This design comes from an exercise in tuning for small area and a short achievable clock period on the open sky130 flow, not from production work.
Only simulation tests tie the RTL to the original design; equivalence was not proved.
The series may have gaps, and a smaller design here may also do less where the tests do not look.
The clock port is modelled as an ideal driver, which makes a skipped or thinned clock tree look cheaper than it is; a real chip needs a root buffer or a tree.

## flow/design.v in outline (module list and top-level ports)
// module top: 995 lines
module top (
    input clk,
    input rst_n,
    input vld_in,
    input [31:0] x,
    output reg vld_out,
    output reg [16:0] y
);
  // ...
==> flow/flow/run.sh <==
#!/bin/bash
# Standard ORFS layout with these changes:
#  - the port buffers are buf_2 cells instead of the flow's default choice
#    (a slow clkdlybuf4s50_1 delay cell);
#  - clock tree synthesis uses clkbuf_8 buffers (clkbuf_16 at the root), sink
#    clusters of up to 20 flip-flops and no
#    dummy balancing loads;
set -euo pipefail
here=$(pwd)
export BUFFER_PORTS_ARGS="-buffer_cell sky130_fd_sc_hd__buf_2"
export CTS_ARGS="-sink_clustering_enable -repair_clock_nets -sink_clustering_size 20 -sink_clustering_max_diameter 60 -buf_list sky130_fd_sc_hd__clkbuf_8 -root_buf sky130_fd_sc_hd__clkbuf_16 -dont_use_dummy_load"
export SETUP_SLACK_MARGIN=${SETUP_SLACK_MARGIN:-7.0}
bash standard.sh cts > standard_cts.log 2>&1
res=$(ls -d "$here"/orfs/results/*/top/base)
cp "$res/4_cts.odb" "$res/4_cts_with_root.odb"
RES="$res" openroad -no_init -exit "$here/flow/drop_root.tcl" > drop_root.log 2>&1
bash standard.sh > standard_flow.log 2>&1
==> flow/flow/drop_root.tcl <==
read_db $::env(RES)/4_cts.odb
set block [ord::get_db_block]
set db [ord::get_db]
set clk [$block findNet clk]

proc out_net {inst} {
  foreach it [$inst getITerms] {
    if {[$it isOutputSignal]} { return [$it getNet] }
  }
  return ""
}
proc sinks_of {net} {
  set s {}
  foreach it [$net getITerms] {
    if {![$it isOutputSignal]} { lappend s $it }
  }
  return $s
}

set loads [sinks_of $clk]
if {[llength $loads] != 1} { puts "root: clock port drives [llength $loads] pins; unchanged"; exit 0 }
set root [[lindex $loads 0] getInst]
set out [out_net $root]
set sinks [sinks_of $out]
if {[llength $sinks] > 4} { puts "root drives [llength $sinks] pins; unchanged"; exit 0 }
puts "removing [$root getName] ([[$root getMaster] getName]) driving [llength $sinks] pins"
foreach it $sinks {
  $it disconnect
  $it connect $clk
}
foreach it [$root getITerms] { $it disconnect }
odb::dbInst_destroy $root
odb::dbNet_destroy $out

set n 0
while {[llength [sinks_of $clk]] < 4} {
  # the buffer on the port with the most loads
  set best ""
  set bestn 0
  foreach it [sinks_of $clk] {
    set inst [$it getInst]
    set k [llength [sinks_of [out_net $inst]]]
    if {$k > $bestn} { set best $inst; set bestn $k }
  }
  if {$bestn < 4} { break }
  set onet [out_net $best]
  set pts {}
  set xs {}
  set ys {}
  foreach it [sinks_of $onet] {
    set loc [[$it getInst] getLocation]
    lappend pts [list $it [lindex $loc 0] [lindex $loc 1]]
    lappend xs [lindex $loc 0]
    lappend ys [lindex $loc 1]
  }
  set xs [lsort -integer $xs]
  set ys [lsort -integer $ys]
  set axis [expr {([lindex $xs end] - [lindex $xs 0]) >= ([lindex $ys end] - [lindex $ys 0]) ? 1 : 2}]
  set pts [lsort -integer -index $axis $pts]
  set half [expr {[llength $pts] / 2}]
  set moved [lrange $pts $half end]
  set cx 0
  set cy 0
  foreach p $moved { incr cx [lindex $p 1]; incr cy [lindex $p 2] }
  set cx [expr {$cx / [llength $moved]}]
  set cy [expr {$cy / [llength $moved]}]
  incr n
  set name "[$best getName]_split$n"
  set clone [odb::dbInst_create $block [$best getMaster] $name]
  $clone setLocation $cx $cy
  $clone setPlacementStatus PLACED
  set nnet [odb::dbNet_create $block "${name}_net"]
  $nnet setSigType CLOCK
  foreach it [$clone getITerms] {
    set mt [$it getMTerm]
    if {[$mt getSigType] eq "POWER" || [$mt getSigType] eq "GROUND"} { continue }
    if {[$it isOutputSignal]} { $it connect $nnet } else { $it connect $clk }
  }
  foreach p $moved {
    set it [lindex $p 0]
    $it disconnect
    $it connect $nnet
  }
  puts "split [$best getName]: [llength $moved] of $bestn loads to $name"
}
# put the new buffers on legal sites
detailed_placement
check_placement
write_db $::env(RES)/4_cts.odb
==> flow/standard.sh <==
#!/bin/bash
# synth_recipe.tcl (not shown) runs the flow's synth.tcl, then flattens the netlist and writes it again
# the make line also repeats each setting of config.mk as NAME=value (left out here)
make -C /OpenROAD-flow-scripts/flow DESIGN_CONFIG=/design/flow/config.mk WORK_HOME=/design/flow/orfs CLKGATE_MAP_FILE= SYNTH_SCRIPT=/design/flow/synth_recipe.tcl "${@:-finish}"
==> flow/config.mk <==
export PLATFORM = sky130hd
export DESIGN_NAME = top
export DESIGN_NICKNAME = top
export VERILOG_FILES = /design/flow/design.v
export SDC_FILE = /design/flow/constraint.sdc
export NUM_CORES = 4
export LEC_CHECK = 0
export CAP_MARGIN = 20
export CORE_MARGIN = 2
export CORE_UTILIZATION = 75
export SLEW_MARGIN = 20
==> flow/constraint.sdc <==
create_clock -name core_clock -period 10.0 [get_ports {clk}]
set_input_delay 2.0000 -clock core_clock [delete_from_list [all_inputs] [get_ports {clk}]]
set_output_delay 2.0000 -clock core_clock [all_outputs]
set_load 0.01 [all_outputs]
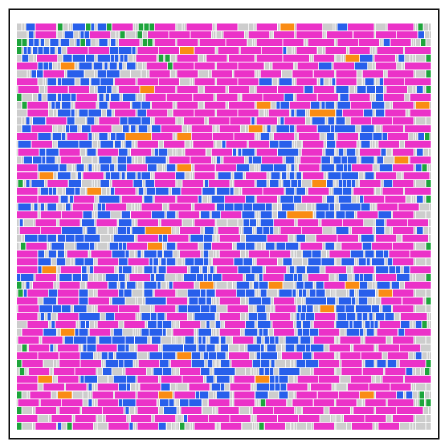
**Above:** run 1 (placement by cell class).
Fill, decap, tap and diode cells in gray.
remaining buffers and delay cells -> green  # cells 51
clock drivers -> orange  # cells 32
combinational and other logic -> blue  # cells 687
sequential cells -> magenta  # cells 493
Final Core Density: 0.821
Seq/total area: 0.600
Rows: 52

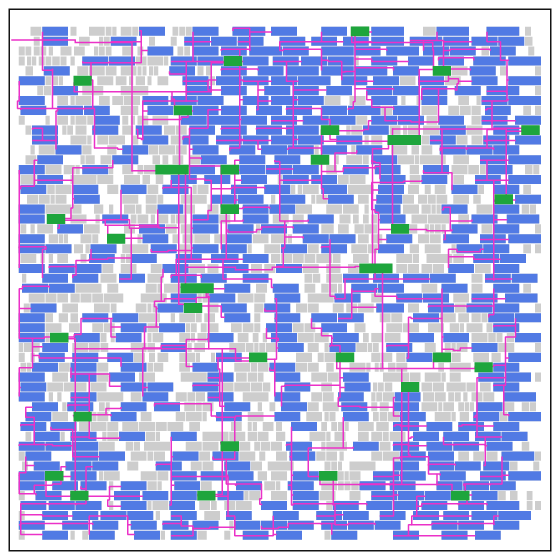
**Above:** run 1 (clock network drawn from the DEF).
flip-flops -> blue  # count 493
clock wires -> magenta  # length 4150 um
clock drivers -> green  # count 32
flops lie = all over the die

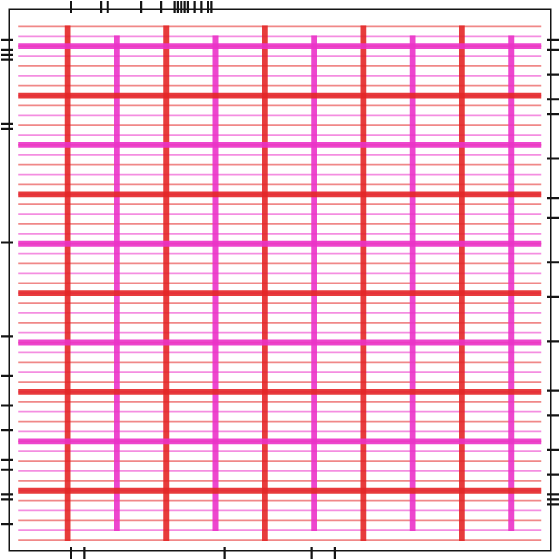
**Above:** run 1 (floorplan with the power grid).
Pins as bars on the die edge.
VSS -> red
VDD -> magenta
met1 rails = 53
rows = 52
met4 straps = 10
met5 straps = 10

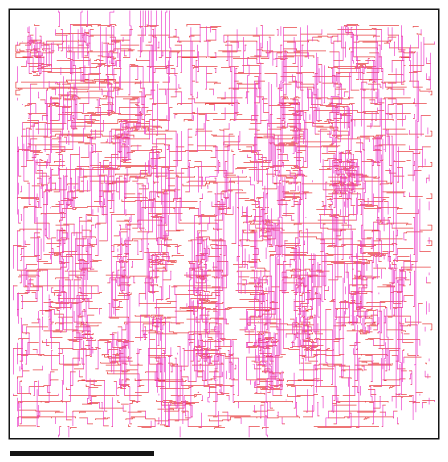
**Above:** run 1 (signal wires by layer).
Scale bar: 50 um. Two of the layers only.
metal 2 -> magenta  # wire length 11900 um
metal 1 -> red  # wire length 8380 um
GR Util All Layers: 0.204
drt total wl: 21700 um
per-cell routed wire length: 14.2 um
via count: 7931

==> reports/qor.csv, run 1 <==
metric,value,unit
status,"complete, no violations",
worstSetupEndpointType,primary output,
final_common_cell,dfxtp_1,
largest_reg_flops,26,
cts_resized,0,
grt_pass1_wl,36600,um
crit_required,8.00,ns
grt_max_degree,34,
final_nets,1445,
timing.final.crit_period,2.84,ns
drive_gt1_frac,0.0839,
nonClkBufAreaFrac,0.0183,
drtPass1Iterations,5,
dieArea,22100,um^2
setup_ws,7.16,ns
multi_input_area,5300,um^2
layout_common_cells,"dfxtp_1, xor2_1, ha_1",
setup_viol,0,
synth_xor_area_frac,0.111,
path_max_fanout,1,
area_growth_syn_to_layout,6.51,%
clockBufferCount,30,
netlist_top_cells_area,"dfxtp_1, ha_1, xor2_1, dfrtp_1, xnor2_1",
synth_seq_area_share,0.639,
antennaDiodeCount,0,
use_met3,0.0270,
clock_latency,0.33,ns
drc_errors,0,
clock.fmax,352,MHz
dpl-instance-area,16200,um^2
core_area,20400,um^2
ys_types,61,
met1_usage,0.208,
multi_input_cells,605,
## Run 2: what changed since run 1
--- a/flow/flow/run.sh
+++ b/flow/flow/run.sh
@@ -10,3 +10,3 @@
 export BUFFER_PORTS_ARGS="-buffer_cell sky130_fd_sc_hd__buf_2"
-export CTS_ARGS="-sink_clustering_enable -repair_clock_nets -sink_clustering_size 20 -sink_clustering_max_diameter 60 -buf_list sky130_fd_sc_hd__clkbuf_8 -root_buf sky130_fd_sc_hd__clkbuf_16 -dont_use_dummy_load"
+export CTS_ARGS="-sink_clustering_enable -repair_clock_nets -sink_clustering_size 16 -sink_clustering_max_diameter 50 -buf_list sky130_fd_sc_hd__clkbuf_8 -root_buf sky130_fd_sc_hd__clkbuf_16 -dont_use_dummy_load"
 export SETUP_SLACK_MARGIN=${SETUP_SLACK_MARGIN:-7.0}
==> reports/qor.csv, run 2 <==
metric,value,unit,change
route.vias.total,8029,,+1.2%
ys_types,61,,unchanged
seq-cell-share,0.598,,-0.00255
crit_required,8.00,ns,about the same
clock.fmax,355,MHz,+0.78%
core_area,20400,um^2,unchanged
rows,52,,unchanged
synth_xor_area_frac,0.111,,unchanged
layout_common_cells,"dfxtp_1, xor2_1, ha_1",,
antenna_found_initial,0,,
grt_pass1_wl,38000,um,+3.8%
timing.final.crit_period,2.82,ns,-0.0220 ns
status,"complete, no violations",,
synth_seq_area_share,0.639,,unchanged
final_nets,1451,,+0.42%
final_common_cell,dfxtp_1,,
path_max_fanout,1,,unchanged
dpl-instance-area,16200,um^2,unchanged
setup_viol,0,,unchanged
drtPass1Iterations,4,,-1
cts_resized,1,,+1
dieArea,22100,um^2,unchanged
grt_max_degree,34,,unchanged
drt_wl_total,22400,um,+3.2%
area_growth_syn_to_layout,6.97,%,
multi_input_cells,605,,unchanged
drc_errors,0,,unchanged
largest_reg_flops,26,,unchanged
met1_usage,0.215,,+0.00673
antennaDiodeCount,0,,unchanged
clockBufferCount,38,,+27%
grt_overflow,0,,
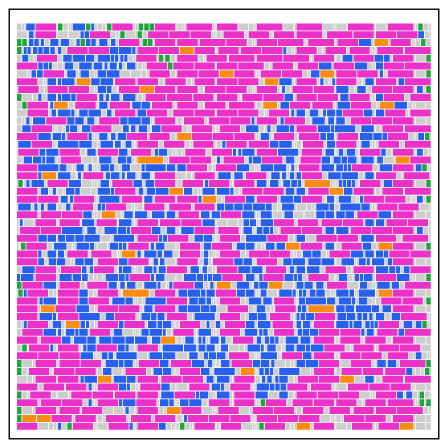
**Above:** run 2 (placement by cell class).
Fill, decap, tap and diode cells in gray.
remaining buffers and delay cells -> green  # cells 51
combinational and other logic -> blue  # cells 687
sequential cells -> magenta  # cells 493
clock drivers -> orange  # cells 38

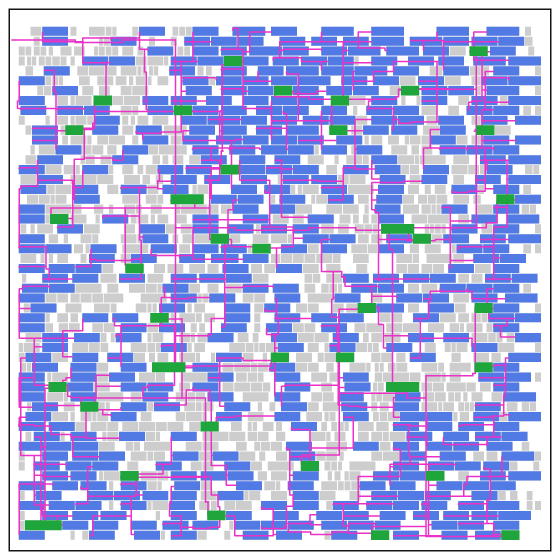
**Above:** run 2 (clock network drawn from the DEF).
clock drivers -> green  # count 38
clock wires -> magenta  # length 4280 um
flip-flops -> blue  # count 493
flops lie = all over the die
skew final: 0.0514 ns
Worst-Skew Late Latency: 0.33 ns

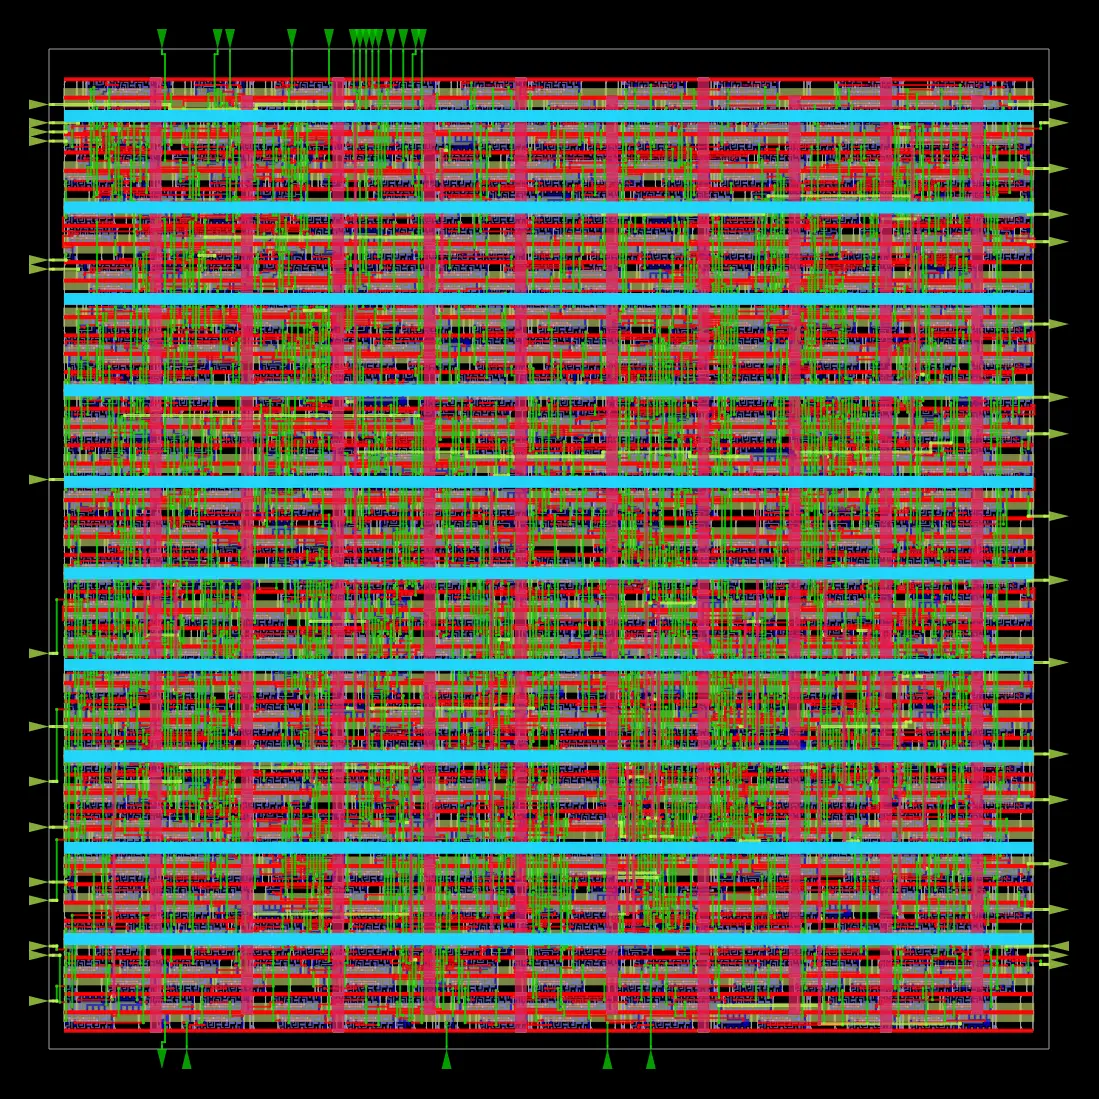
**Above:** run 2 (the whole layout, all layers).
chip width: 149 um
Cell Count, Final, Fillers Out: 1539
io pins: 53
Final Core Density: 0.825

## Run 3: what changed since run 2
==> flow/run.sh (new file) <==
#!/bin/bash
# synth_recipe.tcl (not shown) runs the flow's synth.tcl, then flattens the netlist and writes it again
# the make line also repeats each setting of config.mk as NAME=value (left out here)
make -C /OpenROAD-flow-scripts/flow DESIGN_CONFIG=/design/flow/config.mk WORK_HOME=/design/flow/orfs CLKGATE_MAP_FILE= SYNTH_SCRIPT=/design/flow/synth_recipe.tcl finish
--- a/flow/config.mk
+++ b/flow/config.mk
@@ -9,3 +9,6 @@
 export CORE_MARGIN = 2
-export CORE_UTILIZATION = 75
+export CORE_UTILIZATION = 60
+export CTS_BUF_LIST = sky130_fd_sc_hd__clkbuf_8
+export CTS_CLUSTER_DIAMETER = 50
+export CTS_CLUSTER_SIZE = 16
 export SLEW_MARGIN = 20
removed: flow/flow/run.sh
removed: flow/flow/drop_root.tcl
removed: flow/standard.sh
==> reports/qor.csv, run 3 <==
metric,value,unit,change
met1_usage,0.166,,-0.0482
grt_pass1_wl,35100,um,-7.9%
antenna_found_initial,0,,unchanged
ioPinCount,53,,unchanged
drtPass1Iterations,4,,unchanged
synth_seq_area_share,0.639,,unchanged
cts_resized,0,,-1
largest_reg_flops,26,,unchanged
grt_overflow,0,,unchanged
final_nets,1455,,+0.28%
synth_xor_area_frac,0.111,,unchanged
path_max_fanout,1,,unchanged
dpl-instance-area,16600,um^2,+2.1%
setup_viol,0,,unchanged
clock.fmax,294,MHz,-17%
ys_types,61,,unchanged
clockBufferCount,46,,+21%
grt_max_degree,34,,unchanged
timing.final.crit_period,3.40,ns,+0.585 ns
multi_input_cells,605,,unchanged
crit_required,8.00,ns,about the same
taps,335,,
seq-cell-share,0.577,,-0.0203
status,"complete, no violations",,
area_growth_syn_to_layout,10.7,%,
layout_common_cells,"dfxtp_1, xor2_1, ha_1",,
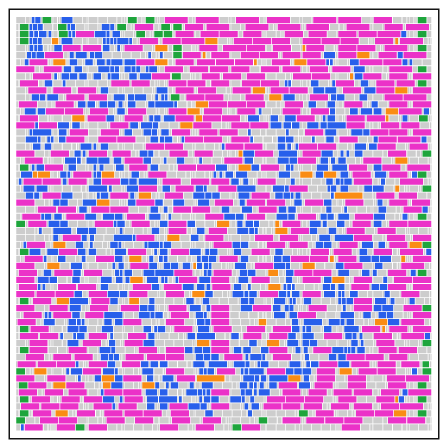
**Above:** run 3 (placement by cell class).
Fill, decap, tap and diode cells in gray.
sequential cells -> magenta  # cells 493
clock drivers and dummy loads -> orange  # cells 69
combinational and other logic -> blue  # cells 687
remaining buffers and delay cells -> green  # cells 52
Final Core Density: 0.673
core area: 25800 um^2

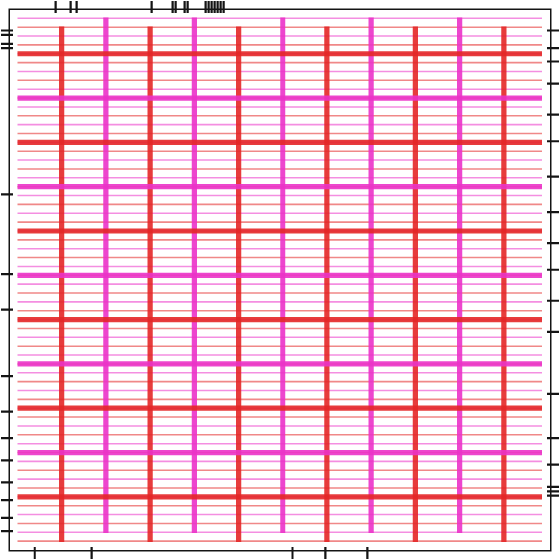
**Above:** run 3 (floorplan with the power grid).
Pins as bars on the die edge.
VSS -> red
VDD -> magenta
met1 rails = 60
met4 straps = 11
signal pins = 53
chip width: 166 um
Die Ht: 166 um

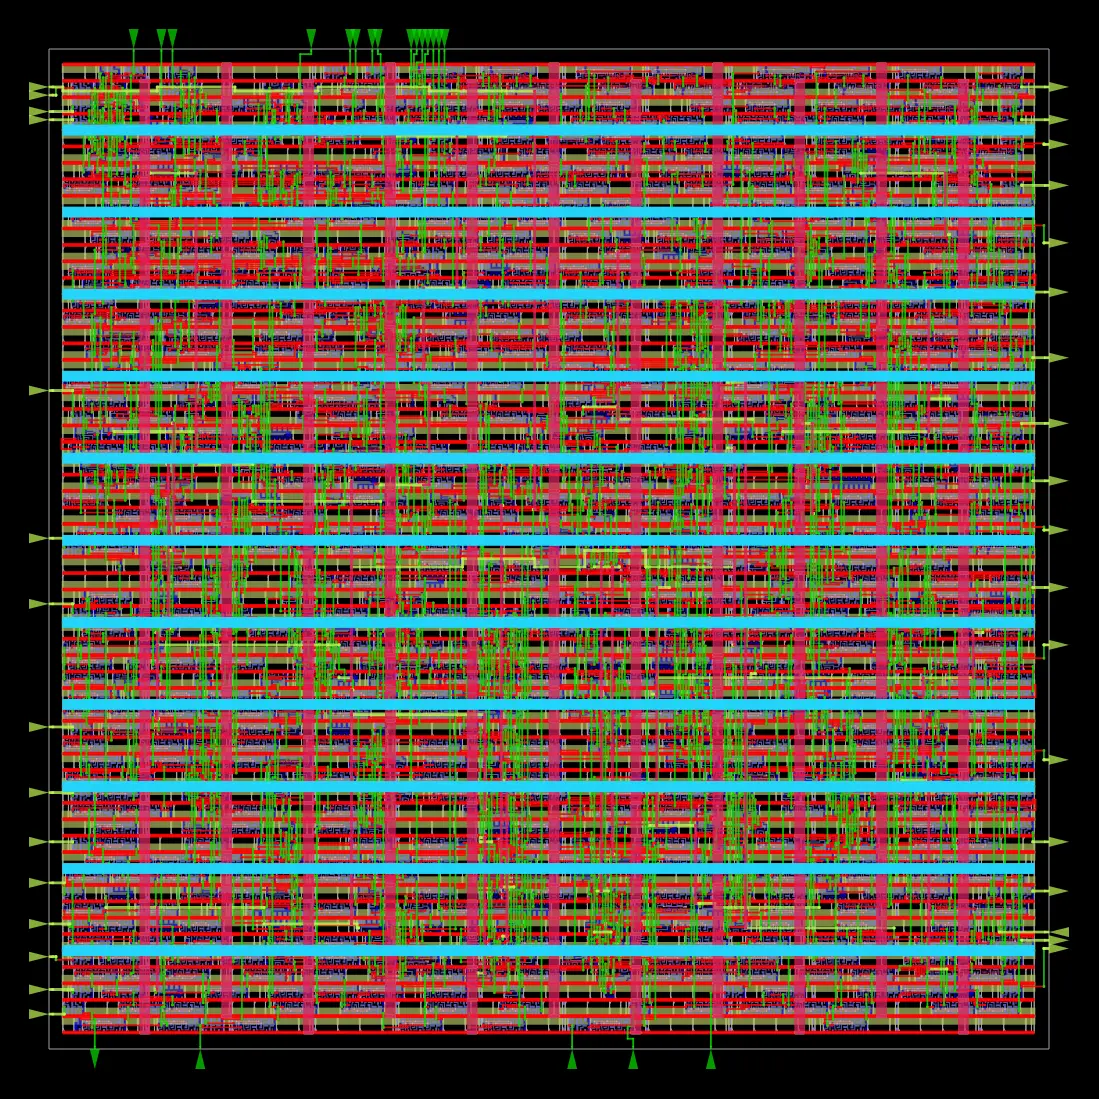
**Above:** run 3 (the whole layout, all layers).
Rows: 59
Die Area: 27500 um^2
Cell Count, Final, Fillers Out: 1636
drt total wl: 20600 um
fin area: 17400 um^2

-- static timing again, ports no longer ideal --
How much do the figures lean on ideal ports? The routed layouts below were timed once more, with nothing changed but the port constraints. Step 1, drivers: a clkbuf_16 drives clk and a buf_2 each remaining input, both assumed. Step 2 adds t to the input delays and takes it off the output delays; t is the mean of the earliest and latest rising clock arrival at the registers after step 1. Input paths then give back, and output paths get back, about the clock's delay inside the block. Slacks: no drivers / after step 1 / after step 2; pairs: no drivers / after step 1.
run	t (ns)	slack for setup (ns)	clock arrival spread, ns	slew at the worst register clock pin (ns)	pins driven straight from the clock port
run 1	0.396	7.158 / 7.073 / 7.015	0.051 / 0.050	0.11 / 0.11	4
run 2	0.396	7.180 / 7.090 / 6.988	0.051 / 0.051	0.10 / 0.10	4
run 3	0.572	6.596 / 6.555 / 6.575	0.018 / 0.018	0.09 / 0.09	1
After both steps every run listed still meets setup and hold. For run 2, which loses most, drivers alone change the setup slack by -0.090 ns; drivers and shift together by -0.192 ns.
